This design comes from an exercise in tuning for small area on the open sky130 flow, not from production work.
Only simulation tests tie the RTL to the original design; equivalence was not proved.
The series may have gaps, and a smaller design here may also do less where the tests do not look.

--- flow/design.v: outline only ---
// module Sumador: 7 lines
// module Filtro_low1: 678 lines
// module Filtro_low2: 799 lines
// module Filtro_mid1: 880 lines
// module Filtro_mid2: 634 lines
// module Filtro_hi1: 1001 lines
// module Filtro_hi2: 1111 lines
// module Paso_Banda: 22 lines
module Paso_Banda (
  input  wire signed [20:0] u,
  input  wire clk, rst, EN,
  output wire signed [20:0] y1, y2, y3
);
  // ...
==> flow/run.sh <==
#!/bin/bash
# synth_recipe.tcl (not shown) runs the flow's synth.tcl, then flattens the netlist and writes it again
# the make line also repeats each setting of config.mk as NAME=value (left out here)
make -C /OpenROAD-flow-scripts/flow DESIGN_CONFIG=/design/flow/config.mk WORK_HOME=/design/flow/orfs CLKGATE_MAP_FILE= SYNTH_SCRIPT=/design/flow/synth_recipe.tcl finish
==> flow/config.mk <==
export PLATFORM = sky130hd
export DESIGN_NAME = Paso_Banda
export DESIGN_NICKNAME = Paso_Banda
export VERILOG_FILES = /design/flow/design.v
export SDC_FILE = /design/flow/constraint.sdc
export NUM_CORES = 4
export LEC_CHECK = 0
export CAP_MARGIN = 20
export CORE_MARGIN = 2
export CORE_UTILIZATION = 40
export CTS_BUF_LIST = sky130_fd_sc_hd__clkbuf_8
export CTS_CLUSTER_DIAMETER = 64
export CTS_CLUSTER_SIZE = 22
export SLEW_MARGIN = 20
export SYNTH_HIERARCHICAL = 1
==> flow/constraint.sdc <==
create_clock -name core_clock -period 25.0 [get_ports {clk}]
set_input_delay 5.0000 -clock core_clock [delete_from_list [all_inputs] [get_ports {clk}]]
set_output_delay 5.0000 -clock core_clock [all_outputs]
set_load 0.01 [all_outputs]
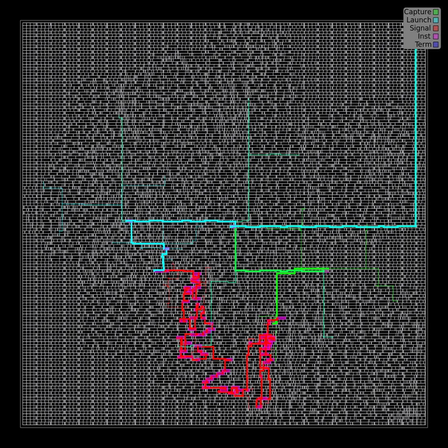
**Above:** run 1 (path with the least slack).
final critical path time including I/O delays and setup: 24.14 ns
setup slack after layout: 0.857 ns
fraction of the core area covered by cells at the end of the flow: 43.0%

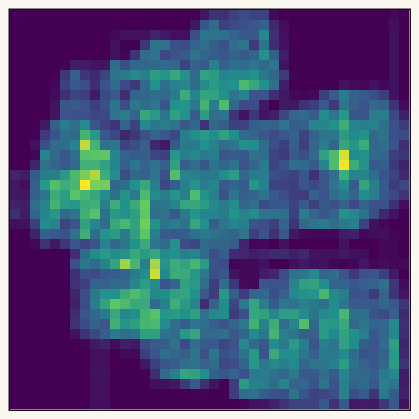
**Above:** run 1 (wire density map).
Scale: 1 px per micron. 40 x 40 tiles, from dark purple (low) to yellow (high), scaled to the fullest tile. Values are wire area over tile area, all layers added.
tiles over half the peak	13%
fullest tile	0.62
mean over tiles	0.16
Detailed Route WL: 158000 microns
overall routing resource usage: 21.0%
final routed wire length divided by cell count: 21.4 microns

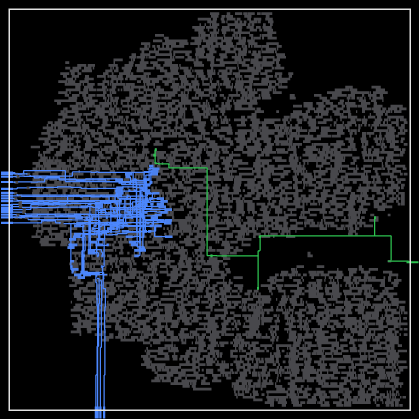
**Above:** run 1 (nets reached from selected ports).
Scale: 1 px per micron.
color	port	direction	edge	end cells	wire
green	`rst`	input	right	6	461 microns
blue	`u`	input	17 left, 4 bottom	151	4830 microns
Top-Level Pins: 87
number of buffers inserted by port buffering: 86

==> impl.org, run 1 <==
** Synthesis
- The average instance in the mapped netlist occupies between 10 and 15 sq um.
- Area of the mapped netlist :: 0.0626 sq mm
- Among all cell types in the netlist, the one instantiated most often is sky130_fd_sc_hd__fa_1.
- Leading area contributor after synthesis :: sky130_fd_sc_hd__fa_1
- Post-synthesis register bit count :: ~450
- Number of instances in the synthesized netlist :: 5274
- Top cells by area, synth :: sky130_fd_sc_hd__fa_1, sky130_fd_sc_hd__dfrtp_1, sky130_fd_sc_hd__inv_1
- Async set-or-reset flop fraction in the synthesized netlist :: 100%
- Among all flip-flop cells after synthesis, the most frequent one is sky130_fd_sc_hd__dfrtp_1.
- In this run, distinct cell masters in the synthesized netlist total 96.

** Worst hold path
- Worst min path class :: register to register
- The worst hold path passes through 2 cells.

** Layout
- Final net count :: 7069
- Number of standard cells in the final layout excluding fillers :: 7377

** Clock network
- Cell at the root of the clock tree :: sky130_fd_sc_hd__clkbuf_8
- Clock Path Buffers :: 3
- After clock tree synthesis, the flow added hold-fix buffers numbering 0.
- TritonCTS built the clock tree.

** Timing
- Accumulated negative setup slack :: 0 ns
- Final setup violation count :: 0
- The hold violation total from the final report is 0.
- Final number of max-transition violations :: 0
- Actual transition at the worst max-transition pin :: 0.990 ns
- Setup repair after global routing left no endpoint under its margin.

** Setup path
- In this design, the stage delay of the slowest critical-path cell is 0.70 ns.
- Kind of cell adding the most delay to the critical path :: adder cells
- For this design, the slowest cell found on the critical path is sky130_fd_sc_hd__fa_1.
- Endpoint arrival time on the critical path :: 24.74 ns
- For the worst flop-to-flop path, the logic depth is 67.
- Worst path bufs/invs :: 4
- Along the worst path, the maximum fanout reaches 18.

** Outcome
- The run finished with no timing, DRC or antenna violations.

** Placed design
- Final RePlAce weighted congestion :: 0.901
- DPL Wire Length :: 126000 microns

** Global routing
- The first global-routing pass estimated about 260000 microns of wire.
- The number of global-route vias before repair was 43400.
- Maximum number of pins on one net before global-route repair :: 206

** Route
- Vias :: slightly below 40000
- After detailed routing, the number of vias per cell comes to 5.30.
- The first routing iteration left 3065 violations.

** Floorplan
- Area of the core :: 0.156 sq mm
- The initialized floorplan defines 145 standard-cell rows.
-- run 1: logic make-up after synthesis --
group / synth area share (%)
compound gates: 8.53
xor+xnor: 0.252
fa+ha+maj: 56.3
buf+inv: 6.00
flops: 18.2
mux: 3.91
simple gates: 6.85
-- run 1: final cells by class --
cell class / count / area, sq um / area share, %
diodes: 5 / 12.5 / 0.0187
flip-flops and latches: 454 / 11400 / 16.9
clock inverters: 52 / 549 / 0.819
well taps: 2058 / 2570 / 3.84
clock buffers: 74 / 1020 / 1.52
inverters: 671 / 2520 / 3.76
repair buffers: 165 / 1470 / 2.19
multi-input cells: 3898 / 47500 / 70.9
-- run 1: cell usage in the layout (no fill, tap or decap), drive strengths merged, types with 31 or more instances in the layout --
master / Yosys / final
fa: 1626 / 1626
inv: 671 / 688
nand2: 477 / 477
dfrtp: 454 / 454
a21oi: 271 / 271
o21ai: 235 / 235
nor2: 228 / 228
mux2: 181 / 181
ha: 159 / 159
o211ai: 94 / 94
clkdlybuf4s50: 0 / 85
buf: 92 / 80
clkbuf: 159 / 74
maj3: 67 / 67
o21a: 55 / 55
nand2b: 44 / 44
o221ai: 41 / 41
mux2i: 41 / 41
o22ai: 33 / 33
nor3: 31 / 31
-- run 1: layer usage --
layer	global-route usage [%]	up-vias	share of wire, %
li1	-	16900	-
met1	30.8	20900	45
met2	32.6	1047	47
met3	3.16	204	5.4
met4	5.46	2	2.2
met5	0	-	0.0082
-- run 1: worst register-to-register path: cells and delay by family (launching register included) --
| kind | cells | cell delay (ns) |
|---|---|---|
| AOI/OAI and AO/OA | 8 | 1.34 |
| adders and majority gates | 51 | 20.66 |
| buffers and inverters | 4 | 0.74 |
| DFF | 1 | 0.37 |
| and+or+nand+nor | 4 | 0.81 |
-- run 1: metrics by stage --
| step | hold slack [ns] | setup slack, ns | cell area, sq um | utilization, % |
|---|---|---|---|---|
| after detailed placement | 0.503 | 0.605 | 65400 | 42.0 |
| after global placement | 0.502 | 0.993 | 65400 | 42.0 |
| after floorplan | 0.487 | 2.24 | 62600 | - |
| after global routing | 0.557 | 0.0635 | 67100 | 43.0 |
| final | 0.527 | 0.857 | 67100 | 43.0 |
| after CTS | 0.524 | 0.159 | 67000 | 43.0 |
==> run 1 -> run 2 <==
==> flow/flow/run.sh (new file) <==
#!/bin/bash
# The standard layout (standard.sh: ORFS synthesis through finish), with
# one change: the input and output port buffers that global placement adds
# use the smallest buffer cell (buf_1) instead of the default delay buffer.
# make's full output goes to standard.log; ORFS keeps each step's log under
# orfs/logs/.
set -euo pipefail
export BUFFER_PORTS_ARGS="-buffer_cell sky130_fd_sc_hd__buf_1"
export CTS_BUF_DISTANCE=150
bash standard.sh > standard.log 2>&1
==> flow/standard.sh (new file) <==
#!/bin/bash
# synth_recipe.tcl (not shown) runs the flow's synth.tcl, then flattens the netlist and writes it again
# the make line also repeats each setting of config.mk as NAME=value (left out here)
make -C /OpenROAD-flow-scripts/flow DESIGN_CONFIG=/design/flow/config.mk WORK_HOME=/design/flow/orfs CLKGATE_MAP_FILE= SYNTH_SCRIPT=/design/flow/synth_recipe.tcl "${@:-finish}"
removed: flow/run.sh
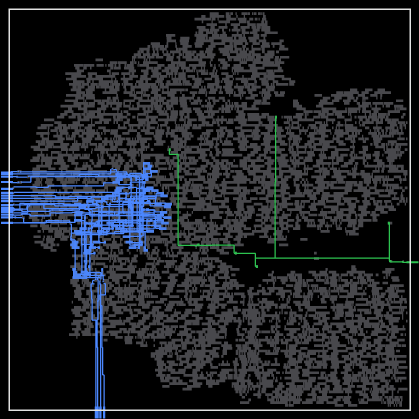
**Above:** run 2 (nets reached from selected ports).
Scale: 1 px per micron.
color	port	direction	edge	end cells	wire
blue	`u`	input	17 left, 4 bottom	151	4930 microns
green	`rst`	input	right	6	544 microns

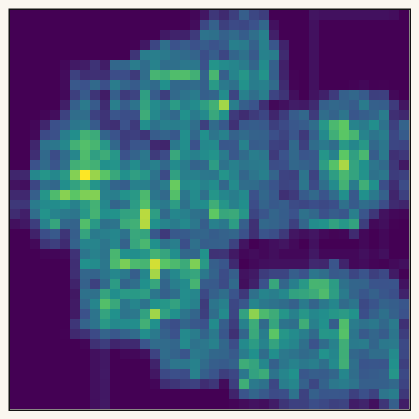
**Above:** run 2 (wire density map).
Scale: 1 px per micron. 40 x 40 tiles, from dark purple (low) to yellow (high), scaled to the fullest tile. Values are wire area over tile area, all layers added.
nearly empty tiles	24%
tiles over half the peak	13%
mean over tiles	0.16
fullest tile	0.61

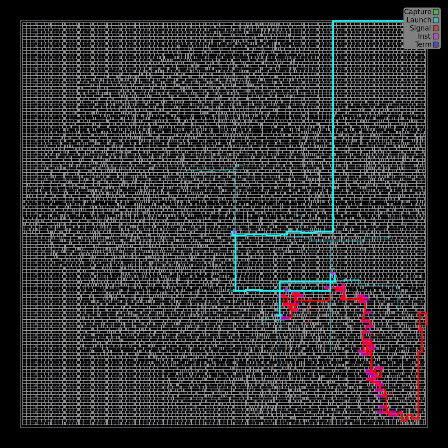
**Above:** run 2 (path with the least slack).
number of standard cells in the final layout excluding fillers: 7398
setup slack after layout: 0.781 ns
final critical path time including I/O delays and setup: 24.22 ns
fraction of the core area covered by cells at the end of the flow: 42.8%
accumulated negative setup slack: 0 ns

==> impl.org, run 2 <==
** Route
- DR vias/cell :: 5.31 (was 5.30)
- The routed wirelength normalized by instance count was 21.5 microns (was 21.4 microns).

** Clock network
- The clock tree from TritonCTS is yes (unchanged).
- The number of buffers on the longest clock path came to 4 (was 3).
- Number of buffers inserted for hold repair after clock tree synthesis :: 0 (unchanged)

** Global routing
- The largest net degree at the start of global routing is 171 (was 206).
- Vias in the first global route :: 43300 (was 43400)
- Wire length of the first global-routing pass :: 258000 microns (about the same)

** Placed design
- The detailed placement HPWL is 127000 microns (was 126000 microns).
- The last weighted congestion value of the routability-driven placer was 0.911 (was 0.901).
- Post-Place Worst Slack :: 0.722 ns (was 0.605 ns)
- Number of buffers inserted by port buffering :: 86 (unchanged)

** Setup path
- Worst-path fanout max :: 20 (was 18)
- Worst path slowest cell :: sky130_fd_sc_hd__dfrtp_1 (was sky130_fd_sc_hd__fa_1)
- Max stage delay on crit path :: 0.72 ns (was 0.70 ns)
- Endpoint arrival time on the critical path :: 19.22 ns (was 24.74 ns)

** Timing
- Final number of max-transition violations :: 0 (unchanged)
- Actual transition at the worst max-transition pin :: 1.08 ns (was 0.990 ns)
- The hold violation total from the final report is 0 (unchanged).
- The worst slack on hold paths came to 0.504 ns (was 0.527 ns).

** Synthesis
- Number of instances in the synthesized netlist :: 5274 (unchanged)
- Async set-or-reset flop fraction in the synthesized netlist :: 100% (unchanged)
- Most frequently used cell type in the post-synthesis netlist :: sky130_fd_sc_hd__fa_1 (unchanged)
- The cell area after synthesis came to 0.0626 sq mm (unchanged).
- Top cells by area, synth: sky130_fd_sc_hd__fa_1, sky130_fd_sc_hd__dfrtp_1, sky130_fd_sc_hd__inv_1 (unchanged).
- The largest area contributor in the netlist is sky130_fd_sc_hd__fa_1 (unchanged).
- Average instance area after synthesis :: 11.9 sq um (unchanged)
- Post-synthesis register bit count :: 454 (unchanged)

** Floorplan
- The row count is 145 (unchanged).
- Area of the core :: 0.156 sq mm (unchanged)

** Outcome
- Status: no timing/DRC/antenna violations (unchanged).

** Layout
- The leading cell type in the layout, fill and taps excluded was sky130_fd_sc_hd__fa_1 (unchanged).
- The final net count came to 7090 (was 7069).

** Worst hold path
- Worst min path class :: register to register (unchanged)
- Number of cells on the worst hold path :: 2 (unchanged)
-- run 2: cells by family (layout without fill, tap and decap cells) --
family                     count (synthesis)  in the layout  share of synthesized area [%]
adders and majority gates               1852           1852                           56.3
DFF                                      454            454                           18.2
other                                      0              6                              0
AOI/OAI and AO/OA                        857            857                           8.53
buffers and inverters                    922            982                           6.00
muxes                                    222            222                           3.91
xor gates and xnor gates                  18             18                          0.252
and+or+nand+nor                          949            949                           6.85
-- run 2: metrics by stage --
stage	cells	cell area (sq um)
after global placement	7262	65000
after global routing	7397	66800
after detailed placement	7262	65000
after floorplan	5274	62600
final	7398	66800
after CTS	7391	66700
-- run 2: per-layer routing --
layer | vias to the layer above | track usage [%] | wire length, microns | share of wire, %
met5 | - | 0 | 57 | 0.036
met4 | 10 | 5.24 | 3790 | 2.4
met3 | 216 | 3.52 | 9480 | 5.9
met2 | 1066 | 32.5 | 74500 | 47
met1 | 21000 | 30.4 | 71600 | 45
li1 | 16900 | - | - | -
-- run 2: cell type report --
class                           instances  area, sq um  share of cell area [%]
Multi-Input combinational cell       3898        47500                    71.2
Clock buffer                           78         1070                    1.61
Antenna cell                            6         15.0                  0.0225
Tap cell                             2058         2570                    3.86
Clock inverter                         51          612                   0.916
Timing Repair Buffer                  182         1080                    1.62
Inverter                              671         2520                    3.78
Sequential cell                       454        11400                    17.0
-- run 2: worst max-delay path, delay by kind of cell, from the launching register on --
kind | cells | cell delay, ns
adders and majority gates | 35 | 16.04
and+or+nand+nor | 3 | 0.93
DFF | 1 | 0.72
buffers and inverters | 3 | 0.40
AOI/OAI and AO/OA | 3 | 0.36
==> run 2 -> run 3 <==
--- a/flow/flow/run.sh
+++ b/flow/flow/run.sh
@@ -6,5 +6,4 @@
 # orfs/logs/.
 set -euo pipefail
 export BUFFER_PORTS_ARGS="-buffer_cell sky130_fd_sc_hd__buf_1"
-export CTS_BUF_DISTANCE=150
 bash standard.sh > standard.log 2>&1
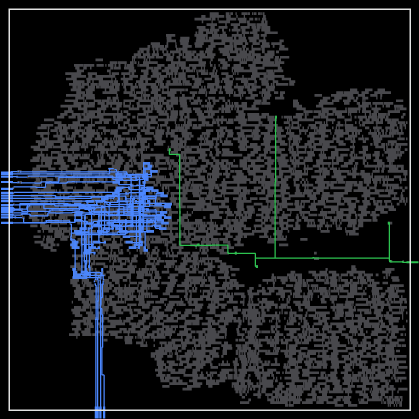
**Above:** run 3 (nets reached from selected ports).
Scale: 1 px per micron.
color	port	direction	edge	end cells	wire
blue	`u`	input	17 left, 4 bottom	151	4890 microns
green	`rst`	input	right	6	545 microns

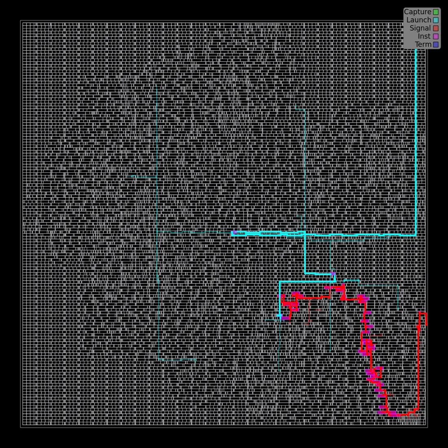
**Above:** run 3 (path with the least slack).
final critical path time including I/O delays and setup: 24.18 ns
setup slack after layout: 0.822 ns

==> impl.org, run 3 <==
** Placed design
- The detailed placement HPWL is 127000 microns (unchanged).
- Post-Place Cells :: 7262 (unchanged)
- The port buffer count was 86 (unchanged).
- Placed Instance Area :: 0.0650 sq mm (unchanged)

** Layout
- Fin area :: 0.0667 sq mm (was 0.0668 sq mm)
- Leading cell types in the layout, fill and taps excluded: sky130_fd_sc_hd__fa_1, sky130_fd_sc_hd__inv_1, sky130_fd_sc_hd__nand2_1 (unchanged).
- Most common cell after layout, fill and taps aside :: sky130_fd_sc_hd__fa_1 (unchanged)
- The number of non-filler instances in the completed layout came to 7398 (unchanged).

** Setup path
- The worst-path cell with the longest stage delay is sky130_fd_sc_hd__dfrtp_1 (unchanged).
- The largest fanout on the critical path came to 20 (unchanged).
- Max stage delay on crit path :: 0.72 ns (about the same)

** Clock network
- Clock Path Buffers :: 3 (was 4)
- Number of buffers inserted for hold repair after clock tree synthesis :: 0 (unchanged)
- The clock tree from TritonCTS was yes (unchanged).

** Outcome
- Status: no timing/DRC/antenna violations (unchanged).

** Worst hold path
- The number of cells on the worst hold path came to 2 (unchanged).
- The type of the worst min-delay path is register to register (unchanged).

** Synthesis
- The number of standard cells after synthesis is 5274 (unchanged).
- Leading area contributor after synthesis :: sky130_fd_sc_hd__fa_1 (unchanged)
- Post-synthesis register bit count :: 454 (unchanged)
- Most used flip-flop cell after synthesis :: sky130_fd_sc_hd__dfrtp_1 (unchanged)
- The synthesized area divided by synthesized cell count was 11.9 sq um (unchanged).
- Top cells by area, synth: sky130_fd_sc_hd__fa_1, sky130_fd_sc_hd__dfrtp_1, sky130_fd_sc_hd__inv_1 (unchanged).
- Most frequently used cell type in the post-synthesis netlist :: sky130_fd_sc_hd__fa_1 (unchanged)

** Route
- The via count normalized by instance count was 5.31 (about the same).
- The detailed-route wire length was 159000 microns (about the same).
- The total via count in the routed design came to 39300 (about the same).

** Timing
- Accumulated negative setup slack :: 0 ns (unchanged)
- The transition time at the pin with the least slew margin was 1.08 ns (about the same).
- Final number of max-transition violations :: 0 (unchanged)
- Count of final hold-check violations :: 0 (unchanged)

** Global routing
- Wire length of the first global-routing pass :: 257000 microns (was 258000 microns)

** Floorplan
- Standard-cell row count :: 145 (unchanged)
- Top-Level Pins :: 87 (unchanged)
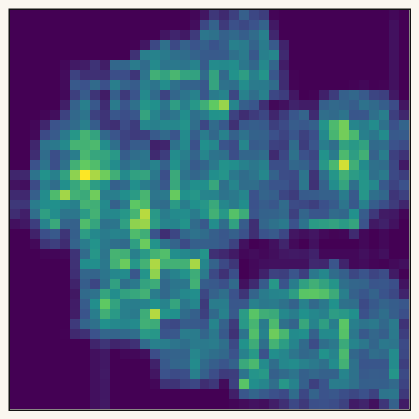
**Above:** run 3 (wire density map).
Scale: 1 px per micron. 40 x 40 tiles, from dark purple (low) to yellow (high), scaled to the fullest tile. Values are wire area over tile area, all layers added.
fullest tile	0.61
nearly empty tiles	24%
tiles over half the peak	13%
mean over tiles	0.16

==> run 3: cell counts after synthesis <==
Identical to the previous run, type by type.
==> run 3: cells by family (layout without fill, tap and decap cells) <==
kind of cell | after synthesis | after routing | synth area share, %
AOI/OAI and AO/OA | 857 | 857 | 8.53
xor gates and xnor gates | 18 | 18 | 0.252
adders and majority gates | 1852 | 1852 | 56.3
buffers and inverters | 922 | 981 | 6.00
DFF | 454 | 454 | 18.2
muxes | 222 | 222 | 3.91
other | 0 | 7 | 0
and+or+nand+nor | 949 | 949 | 6.85
==> run 3: repair_timing <==
item,CTS,global route
hold endpoints to repair,0,0
gates resized for setup,0,4
endpoints found under the setup margin,0,41
==> run 3: area by class of cell <==
type,instances,area [sq um],area share [%]
Multi-Input combinational cell,3898,47500,71.2
Clock inverter,56,659,0.988
Tap cell,2058,2570,3.86
Sequential cell,454,11400,17.0
Timing Repair Buffer,182,1080,1.62
Inverter,671,2520,3.78
Clock buffer,72,991,1.48
Antenna cell,7,17.5,0.0262
==> run 3: metrics by stage <==
stage	utilization, %	worst slack [ns]
2_1_floorplan	-	2.24
3_3_place_gp	41.7	1.13
3_5_place_dp	41.7	0.722
4_1_cts	42.8	0.498
5_1_grt	42.8	0.0351
6_report	42.8	0.822
==> run 3: layer usage <==
layer | vias to the layer above | global-route usage (%) | share of wire, %
met5 | - | 0 | 0.030
met4 | 8 | 6.16 | 2.6
met3 | 243 | 3.82 | 6.0
met2 | 1089 | 32.5 | 47
met1 | 21000 | 30.3 | 45
li1 | 16900 | - | -
==> run 3: worst max-delay path: cells and delay by family (launching register included) <==
family / cells / cell delay, ns
fa+ha+maj: 35 / 16.14
flops: 1 / 0.72
buf+inv: 3 / 0.40
compound gates: 3 / 0.36
simple gates: 4 / 0.77
==> run 3 -> run 4 <==
--- a/flow/config.mk
+++ b/flow/config.mk
@@ -7,7 +7,7 @@
 export LEC_CHECK = 0
 export CAP_MARGIN = 20
 export CORE_MARGIN = 2
-export CORE_UTILIZATION = 40
+export CORE_UTILIZATION = 55
 export CTS_BUF_LIST = sky130_fd_sc_hd__clkbuf_8
 export CTS_CLUSTER_DIAMETER = 64
 export CTS_CLUSTER_SIZE = 22
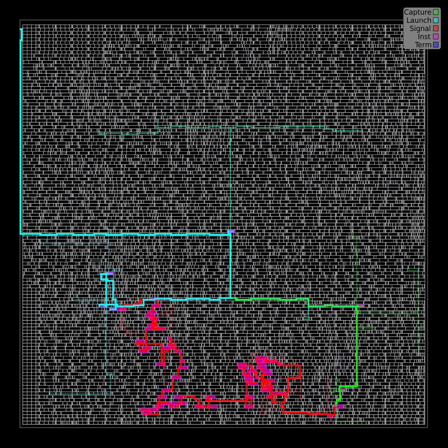
**Above:** run 4 (path with the least slack).
final critical path time including I/O delays and setup: 24.00 ns
fraction of the core area covered by cells at the end of the flow: 58.4%

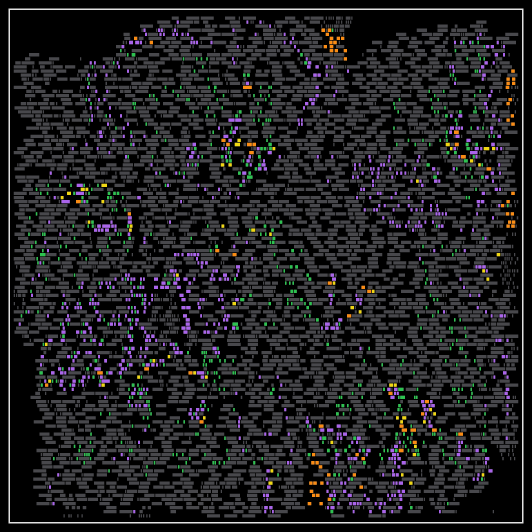
**Above:** run 4 (gate families picked out).
Scale: 1.5 px per micron.
color	family	cells
orange	non-inverting ao/oa cells	88
yellow	and/or cells	58
purple	aoi and oai cells	769
green	nand cells	581
number of standard cells in the final layout excluding fillers: 6828
most common cell after layout, fill and taps aside: sky130_fd_sc_hd__fa_1

==> impl.org, run 4 <==
** Route
- The via count normalized by instance count came to 5.76 (was 5.31).
- The detailed router's first-iteration violation count is 2842 (was 2915).
- Number of detailed-route iterations in the first pass :: 5 (unchanged)
- Detailed Route WL :: 160000 microns (was 159000 microns)
- The number of antenna-violating nets in the routed design is 0 (unchanged).

** Clock network
- TritonCTS clock tree :: yes (unchanged)
- Number of buffers inserted for hold repair after clock tree synthesis :: 0 (unchanged)
- Cell at the root of the clock tree :: sky130_fd_sc_hd__clkbuf_8 (unchanged)

** Layout
- The multi-input gate area in the final layout is 0.0475 sq mm (about the same).
- Leading cell types in the layout, fill and taps excluded: sky130_fd_sc_hd__fa_1, sky130_fd_sc_hd__inv_1, sky130_fd_sc_hd__nand2_1 (unchanged).

** Synthesis
- Post-synthesis register bit count :: 454 (unchanged)
- Average instance area after synthesis :: 11.9 sq um (unchanged)
- The cell area after synthesis came to 0.0626 sq mm (unchanged).
- The most numerous cell in the Yosys netlist is sky130_fd_sc_hd__fa_1 (unchanged).
- Leading area contributor after synthesis :: sky130_fd_sc_hd__fa_1 (unchanged)
- The proportion of synthesized area in mux cells came to 3.91% (unchanged).
- Share of the synthesized netlist area taken by xor and xnor gates :: 0.252% (unchanged)
- The most used flip-flop cell after synthesis is sky130_fd_sc_hd__dfrtp_1 (unchanged).
- Total of warnings raised by yosys :: 12 (unchanged)
- The number of distinct standard cells referenced by the synthesized netlist was 96 (unchanged).
- Top cells by area, synth :: sky130_fd_sc_hd__fa_1, sky130_fd_sc_hd__dfrtp_1, sky130_fd_sc_hd__inv_1 (unchanged)
- The fraction of synthesis flops using an asynchronous set or reset pin was 100% (unchanged).
- Main combinational cell family by area after synthesis :: adder cells (unchanged)
- The post-synthesis simple-gate area fraction was 6.85% (unchanged).
- Number of instances in the synthesized netlist :: 5274 (unchanged)
- Synth Area in Compound Gates :: 8.53% (unchanged)

** Placed design
- Post-Place Worst Slack :: 0.600 ns (was 0.722 ns)
- The detailed placement HPWL was 127000 microns (about the same).
- The last weighted congestion value of the routability-driven placer was 0.925 (was 0.911).

** Setup path
- The number of cells traversed by the worst register-to-register path came to 67 (was 66).
- Worst-path fanout max :: 20 (unchanged)
- The worst-path cell with the longest stage delay was sky130_fd_sc_hd__fa_1 (was sky130_fd_sc_hd__dfrtp_1).
- Endpoint arrival time on the critical path :: 24.57 ns (was 19.18 ns)

** Timing
- Final number of max-transition violations :: 0 (unchanged)
- Final setup violation count :: 0 (unchanged)
- Accumulated negative setup slack :: 0 ns (unchanged)
- Actual transition at the worst max-transition pin :: 1.06 ns (was 1.08 ns)
- Unrepaired setup endpoints after global routing :: false (unchanged)
- Count of final hold-check violations :: 0 (unchanged)
- Setup slack after layout :: 1.00 ns (was 0.822 ns)

** Global routing
- Maximum number of pins on one net before global-route repair :: 183 (was 171)
- The global-route wire length before repair was 260000 microns (was 257000 microns).
- Remaining global-route overflow :: 0 (unchanged)
- Overall routing resource usage :: 29.4% (was 21.0%)

** Floorplan
- Standard-cell row count :: 123 (was 145)
- Top-Level Pins :: 87 (unchanged)

** Outcome
- Status :: no timing/DRC/antenna violations (unchanged)

** Worst hold path
- Number of cells on the worst hold path :: 1 (was 2)
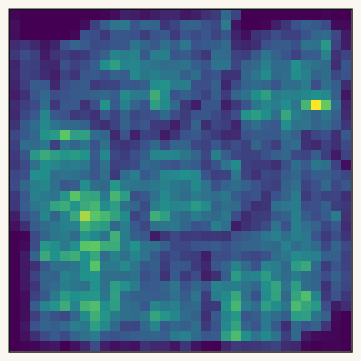
**Above:** run 4 (wire density map).
Scale: 1 px per micron. 34 x 34 tiles, from dark purple (low) to yellow (high), scaled to the fullest tile. Values are wire area over tile area, all layers added.
tiles over half the peak	8.7%
fullest tile	0.74
emptiest ninth of the die	upper left
nearly empty tiles	5.4%
densest ninth of the die	middle left
mean over tiles	0.22
Vias: 39400
final routed wire length divided by cell count: 23.5 microns

==> run 4: area by class of cell <==
type	instances	share of cell area [%]
Inverter	671	3.84
Clock inverter	50	0.746
Timing Repair Buffer	178	1.57
Clock buffer	70	1.46
Antenna cell	7	0.0266
Sequential cell	454	17.3
Tap cell	1500	2.85
Multi-Input combinational cell	3898	72.2
==> run 4: per-stage QoR <==
step | cell area, sq um | hold slack [ns] | instances
2_1_floorplan | 62600 | 0.487 | 5274
3_3_place_gp | 64300 | 0.499 | 6701
3_5_place_dp | 64300 | 0.504 | 6701
4_1_cts | 65700 | 0.525 | 6821
5_1_grt | 65800 | 0.549 | 6827
6_report | 65800 | 0.519 | 6828
==> run 4: cell families (layout without fill, tap and decap cells) <==
group | after synthesis | count (layout)
other | 0 | 7
AOI/OAI and AO/OA | 857 | 857
adders and majority gates | 1852 | 1852
DFF | 454 | 454
and+or+nand+nor | 949 | 949
buffers and inverters | 922 | 969
muxes | 222 | 222
xor gates and xnor gates | 18 | 18
==> run 4: layer usage <==
metal | up-vias | wire (microns) | GRT usage, % | share of wire [%]
li1 | 16900 | - | - | -
met1 | 21100 | 69900 | 42.8 | 44
met2 | 1129 | 77100 | 47.0 | 48
met3 | 233 | 8600 | 4.16 | 5.4
met4 | 0 | 4630 | 7.70 | 2.9
met5 | - | 0 | 0 | 0
==> run 4: repair_timing <==
item,CTS,global route
setup buffers,0,0
gates resized for setup,0,4
endpoints found under the setup margin,0,41
==> run 4: worst max-delay path: cells and delay by family, from the launching register on <==
kind	cells	cell delay, ns
flip-flops	1	0.36
buffers and inverters	5	0.79
AND/OR/NAND/NOR	4	0.91
adder cells (fa/ha/maj)	51	20.66
AO/OA/AOI/OAI	7	1.04
**Run 4: nets reached from selected ports**

Scale: 1.5 px per micron.
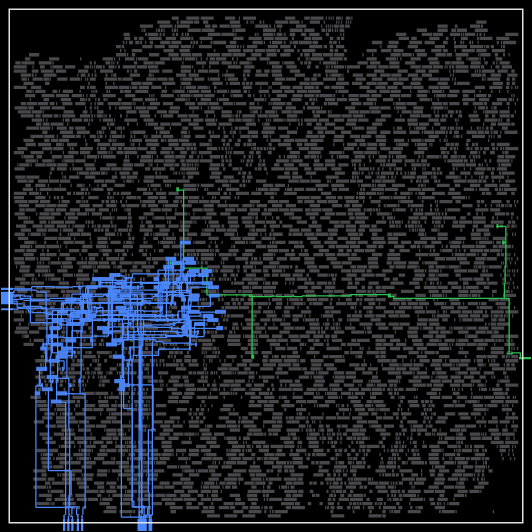

==> run 4 -> run 5 <==
--- a/flow/config.mk
+++ b/flow/config.mk
@@ -7,9 +7,9 @@
 export LEC_CHECK = 0
 export CAP_MARGIN = 20
 export CORE_MARGIN = 2
-export CORE_UTILIZATION = 55
+export CORE_UTILIZATION = 50
 export CTS_BUF_LIST = sky130_fd_sc_hd__clkbuf_8
 export CTS_CLUSTER_DIAMETER = 64
-export CTS_CLUSTER_SIZE = 22
+export CTS_CLUSTER_SIZE = 26
 export SLEW_MARGIN = 20
 export SYNTH_HIERARCHICAL = 1
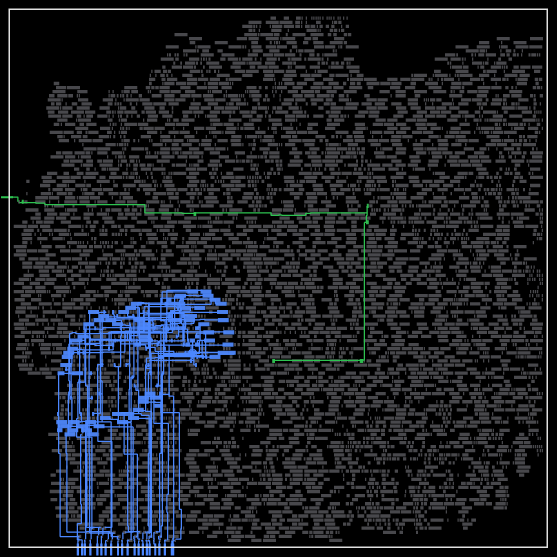
**Above:** run 5 (nets reached from selected ports).
Scale: 1.5 px per micron.
color	port	direction	edge	end cells	wire
blue	`u`	input	bottom	151	5320 microns
green	`rst`	input	left	6	419 microns

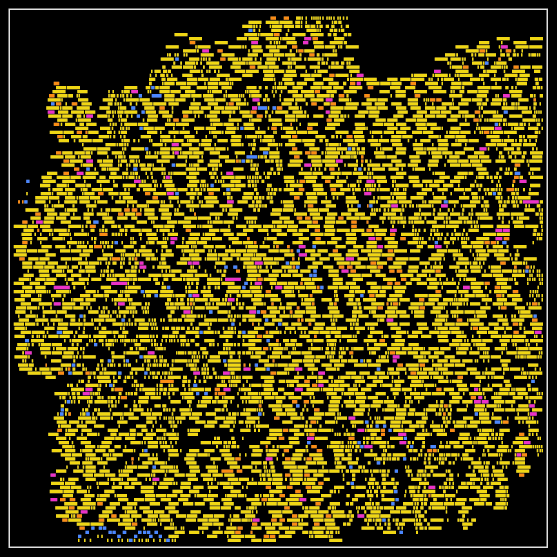
**Above:** run 5 (cell sizes after repair).
Scale: 1.5 px per micron.
color	size	cells	share	most used
magenta	x6 and larger	105	2.0%	clkbuf_8
orange	x2	271	5.1%	mux2_2
blue	x3 and x4	136	2.5%	buf_4
yellow	x1 and smaller	4837	90%	fa_1

==> impl.org, run 5 <==
** Floorplan
- The row count was 129 (was 123).

** Global routing
- The global-route wire length before repair is 264000 microns (was 260000 microns).
- Overall routing resource usage :: 27.2% (was 29.4%)

** Synthesis
- Async set-or-reset flop fraction in the synthesized netlist :: 100% (unchanged)
- Top cells by area, synth: sky130_fd_sc_hd__fa_1, sky130_fd_sc_hd__dfrtp_1, sky130_fd_sc_hd__inv_1 (unchanged).
- Multiplexer share of the synthesized area :: 3.91% (unchanged)
- The post-synthesis simple-gate area fraction was 6.85% (unchanged).
- The cell area after synthesis was 0.0626 sq mm (unchanged).
- The number of distinct standard cells referenced by the synthesized netlist is 96 (unchanged).
- The number of standard cells after synthesis came to 5274 (unchanged).

** Layout
- Leading cell types in the layout, fill and taps excluded :: sky130_fd_sc_hd__fa_1, sky130_fd_sc_hd__inv_1, sky130_fd_sc_hd__nand2_1 (unchanged)
- The leading cell type in the layout, fill and taps excluded is sky130_fd_sc_hd__fa_1 (unchanged).
- The multi-input gate area in the final layout is 0.0475 sq mm (about the same).

** Route
- Detailed Route WL :: 163000 microns (was 160000 microns)
- Number of DRC markers after the initial detailed-route iteration :: 3062 (was 2842)
- The number of antenna-violating nets in the routed design came to 0 (unchanged).

** Timing
- The number of max-slew violations in the final report is 0 (unchanged).
- The transition time at the pin with the least slew margin came to 1.01 ns (was 1.06 ns).

** Clock network
- Cell at the root of the clock tree :: sky130_fd_sc_hd__clkbuf_8 (unchanged)
- TritonCTS clock tree :: yes (unchanged)

** Worst hold path
- The type of the worst min-delay path is register to register (unchanged).

** Outcome
- Status: no timing/DRC/antenna violations (unchanged).

** Setup path
- Worst path slowest cell :: sky130_fd_sc_hd__dfrtp_1 (was sky130_fd_sc_hd__fa_1)
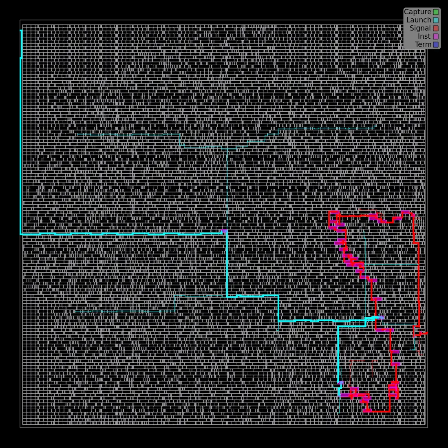
**Above:** run 5 (path with the least slack).
setup slack after layout: 0.911 ns
fraction of the core area covered by cells at the end of the flow: 53.4%
final critical path time including I/O delays and setup: 24.09 ns
number of standard cells in the final layout excluding fillers: 6987

run 5: cell types whose count changed in the layout (fill, tap and decap cells not counted), moves of 3 or more:
cell                       delta
sky130_fd_sc_hd__inv_1        -4
sky130_fd_sc_hd__inv_8        +3
sky130_fd_sc_hd__clkbuf_8     +7
sky130_fd_sc_hd__clkinv_8     +6
sky130_fd_sc_hd__buf_4       +18
sky130_fd_sc_hd__diode_2      -6
sky130_fd_sc_hd__inv_12       -3
sky130_fd_sc_hd__clkinv_4     +3
run 5: metal layers:
| metal | up-vias | routed length [microns] | track usage (%) | part of all wire [%] |
|---|---|---|---|---|
| met5 | - | 0 | 0 | 0 |
| met1 | 21100 | 70400 | 38.6 | 43 |
| met4 | 0 | 4860 | 7.27 | 3.0 |
| met3 | 268 | 7690 | 4.01 | 4.7 |
| li1 | 17000 | - | - | - |
| met2 | 1025 | 80000 | 44.5 | 49 |
run 5: critical path, delay by kind of cell (launching register included):
kind | cells | cell delay (ns)
buf+inv | 3 | 0.39
compound gates | 3 | 0.37
fa+ha+maj | 35 | 16.08
flops | 1 | 0.71
simple gates | 4 | 0.74
run 5: logic make-up after synthesis:
family          after synthesis
fa+ha+maj                  1852
xor+xnor                     18
flops                       454
buf+inv                     922
mux                         222
simple gates                949
compound gates              857
run 5: cell type report:
cell class / instances / share of cell area (%)
multi-input combinational: 3898 / 71.7
sequential: 454 / 17.2
inverter: 671 / 3.81
tap: 1637 / 3.09
timing repair buffer: 194 / 1.72
clock buffer: 77 / 1.60
clock inverter: 55 / 0.875
antenna: 1 / 0.00378
run 5: what timing repair did:
| item | 4_1_cts | 5_1_grt |
|---|---|---|
| resized for setup | 0 | 3 |
| endpoints found under the setup margin | 0 | 41 |
| endpoints found under the hold margin | 0 | 0 |
run 5: stage by stage:
stage / hold WS, ns / std cells / setup WS, ns / utilization, % / instance area (sq um)
after detailed placement: 0.481 / 6854 / 0.894 / 52.1 / 64600
after global placement: 0.484 / 6853 / 1.18 / 52.1 / 64500
after floorplan: 0.487 / 5274 / 2.24 / - / 62600
after CTS: 0.505 / 6986 / 0.532 / 53.4 / 66200
final: 0.504 / 6987 / 0.911 / 53.4 / 66200
after global routing: 0.546 / 6987 / 0.00460 / 53.4 / 66200
**Run 5: gate families picked out**

Scale: 1.5 px per micron.
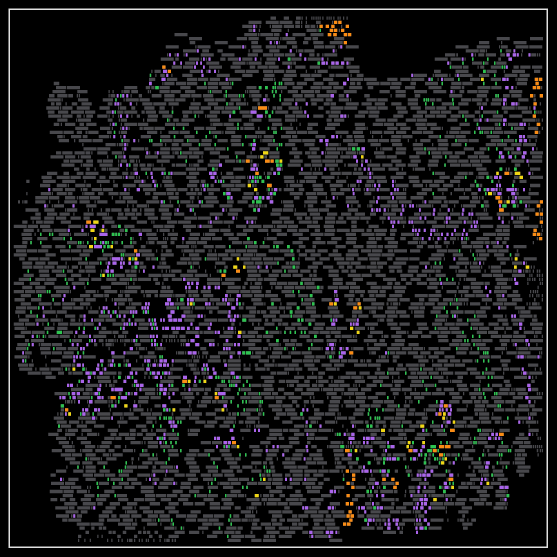

==> run 5 -> run 6 <==
--- a/flow/config.mk
+++ b/flow/config.mk
@@ -7,9 +7,9 @@
 export LEC_CHECK = 0
 export CAP_MARGIN = 20
 export CORE_MARGIN = 2
-export CORE_UTILIZATION = 50
-export CTS_BUF_LIST = sky130_fd_sc_hd__clkbuf_8
+export CORE_UTILIZATION = 55
+export CTS_BUF_LIST = sky130_fd_sc_hd__clkbuf_4 sky130_fd_sc_hd__clkbuf_8
 export CTS_CLUSTER_DIAMETER = 64
-export CTS_CLUSTER_SIZE = 26
+export CTS_CLUSTER_SIZE = 22
 export SLEW_MARGIN = 20
 export SYNTH_HIERARCHICAL = 1
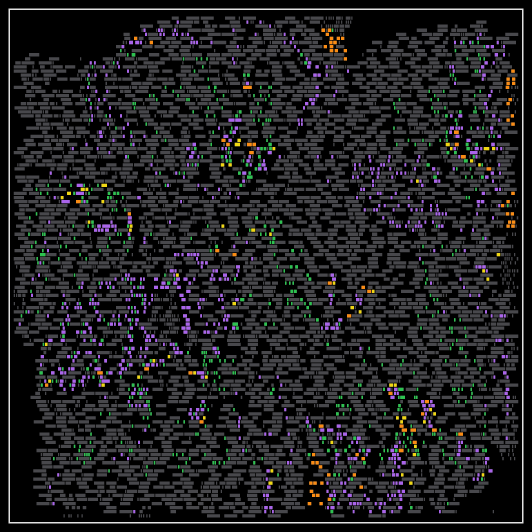
**Above:** run 6 (gate families picked out).
Scale: 1.5 px per micron.
color	family	cells
green	nand cells	581
orange	non-inverting ao/oa cells	88
yellow	and/or cells	58
purple	aoi and oai cells	769
number of standard cells in the final layout excluding fillers: 6827
multi-input gate share of the layout cell area: 72.2%

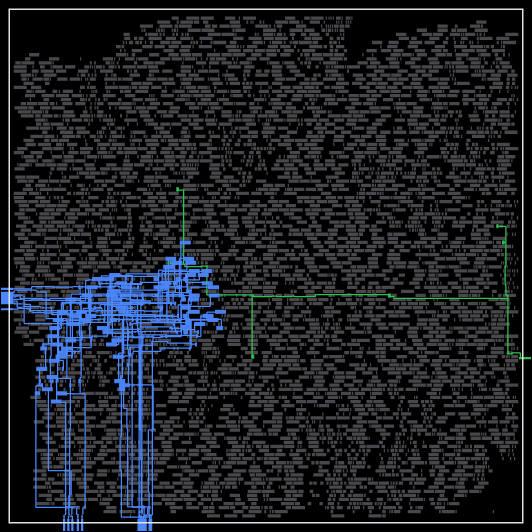
**Above:** run 6 (nets reached from selected ports).
Scale: 1.5 px per micron.
color	port	direction	edge	end cells	wire
blue	`u`	input	13 bottom, 8 left	151	5090 microns
green	`rst`	input	right	6	460 microns

==> impl.org, run 6 <==
** Outcome
- Status: no timing/DRC/antenna violations (unchanged).

** Placed design
- The port buffer count was 86 (unchanged).
- Post-Place Worst Slack :: 0.600 ns (was 0.894 ns)
- Final RePlAce weighted congestion :: 0.925 (was 0.899)
- Post-Place Cells :: 6701 (was 6854)
- The detailed placement HPWL is 127000 microns (was 129000 microns).

** Clock network
- Clock Path Buffers :: 3 (unchanged)
- Number of buffers inserted for hold repair after clock tree synthesis :: 0 (unchanged)
- The clock tree from TritonCTS is yes (unchanged).

** Setup path
- Depth of the worst register-to-register path :: 67 (was 66)
- CP Depth :: 45 (unchanged)
- The family with the most delay on the worst path is adder cells (unchanged).
- The buffers plus inverters on the worst setup path was 3 (unchanged).
- Endpoint arrival time on the critical path :: 18.99 ns (was 19.09 ns)
- Worst path slowest cell :: sky130_fd_sc_hd__dfrtp_1 (unchanged)

** Global routing
- The global-route wire length before repair came to 260000 microns (was 264000 microns).
- Remaining global-route overflow :: 0 (unchanged)
- The all-layer global routing usage came to 29.4% (was 27.2%).
- Maximum number of pins on one net before global-route repair :: 183 (was 101)

** Synthesis
- Netlist cell types :: 96 (unchanged)
- Area of the mapped netlist :: 0.0626 sq mm (unchanged)
- Leading area contributor after synthesis :: sky130_fd_sc_hd__fa_1 (unchanged)
- The most used flip-flop cell after synthesis was sky130_fd_sc_hd__dfrtp_1 (unchanged).
- Top cells by area, synth :: sky130_fd_sc_hd__fa_1, sky130_fd_sc_hd__dfrtp_1, sky130_fd_sc_hd__inv_1 (unchanged)
- Number of instances in the synthesized netlist :: 5274 (unchanged)
- Async set-or-reset flop fraction in the synthesized netlist :: 100% (unchanged)

** Timing
- Hold Slack :: 0.519 ns (was 0.504 ns)
- The transition time at the pin with the least slew margin came to 1.06 ns (was 1.01 ns).
- The summed negative setup slack over all endpoints is 0 ns (unchanged).
- Final number of max-transition violations :: 0 (unchanged)

** Route
- DRT antenna net count :: 0 (unchanged)
- DR vias/cell :: 5.76 (was 5.64)
- The routed wirelength normalized by instance count is 23.5 microns (was 23.3 microns).

** Layout
- Leading cell types in the layout, fill and taps excluded :: sky130_fd_sc_hd__fa_1, sky130_fd_sc_hd__inv_1, sky130_fd_sc_hd__nand2_1 (unchanged)
- Fraction of the core area covered by cells at the end of the flow :: 58.4% (was 53.4%)
- Most common cell after layout, fill and taps aside :: sky130_fd_sc_hd__fa_1 (unchanged)

** Worst hold path
- The type of the worst min-delay path is register to register (unchanged).
- Number of cells on the worst hold path :: 1 (was 2)
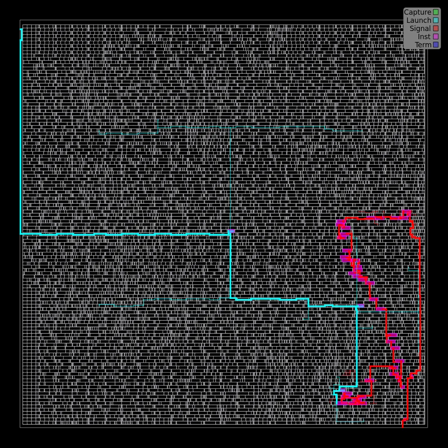
**Above:** run 6 (path with the least slack).
setup slack after layout: 1.01 ns
final critical path time including I/O delays and setup: 23.99 ns

## run 6: cell counts after synthesis
Identical to the previous run, type by type.
## run 6: logic make-up after synthesis
kind of cell             share of synthesized area, %
adder cells (fa/ha/maj)                          56.3
AND/OR/NAND/NOR                                  6.85
buffers and inverters                            6.00
AO/OA/AOI/OAI                                    8.53
XOR/XNOR                                        0.252
flip-flops                                       18.2
multiplexers                                     3.91
## run 6: metal layers
layer	global-route usage (%)	part of all wire, %	vias to the layer above
met5	0	0	-
met4	7.70	2.9	0
met3	4.16	5.4	225
met2	47.0	48	1165
met1	42.8	44	21000
li1	-	-	16900
## run 6: repair_timing
action | CTS | global route
resized for setup | 0 | 4
setup endpoints to repair | 0 | 41
buffers inserted | 0 | 0
## run 6: cell type report
type	instances	area [sq um]	share of cell area [%]
Antenna cell	6	15.0	0.0228
Clock inverter	43	464	0.705
Tap cell	1500	1880	2.85
Sequential cell	454	11400	17.3
Clock buffer	77	1020	1.54
Multi-Input combinational cell	3898	47500	72.2
Inverter	671	2520	3.83
Timing Repair Buffer	178	1030	1.57

port drivers added, routing unchanged:
No port has a modelled driver above. Below, the same layouts with a new extraction and two added sets of constraints. Step 1, drivers: a clkbuf_16 drives clk and a buf_2 each remaining input, both assumed. Step 2 also shifts input and output timing later by t, the mid clock arrival at the registers, as if the neighbouring blocks saw the same clock. a / b / c = ideal / step 1 / step 2; a / b = the first two.
run	t, ns	setup slack, ns	worst hold slack (ns)	worst setup path at the end	slew at the worst register clock pin (ns)
run 1	0.844	0.857 / 0.807 / 0.857	0.527 / 0.527 / 0.527	register to register	0.11 / 0.11
run 2	0.827	0.781 / 0.704 / 0.899	0.504 / 0.504 / 0.504	register to register	0.12 / 0.12
run 3	0.867	0.822 / 0.742 / 0.880	0.504 / 0.504 / 0.504	register to register	0.12 / 0.12
run 4	0.782	1.005 / 0.936 / 1.005	0.519 / 0.519 / 0.519	register to register	0.11 / 0.11
run 5	0.830	0.911 / 0.841 / 0.931	0.504 / 0.504 / 0.504	register to register	0.11 / 0.11
run 6	0.783	1.006 / 0.936 / 1.020	0.519 / 0.519 / 0.519	register to register	0.11 / 0.11
After both steps setup and hold are still met in every run listed.
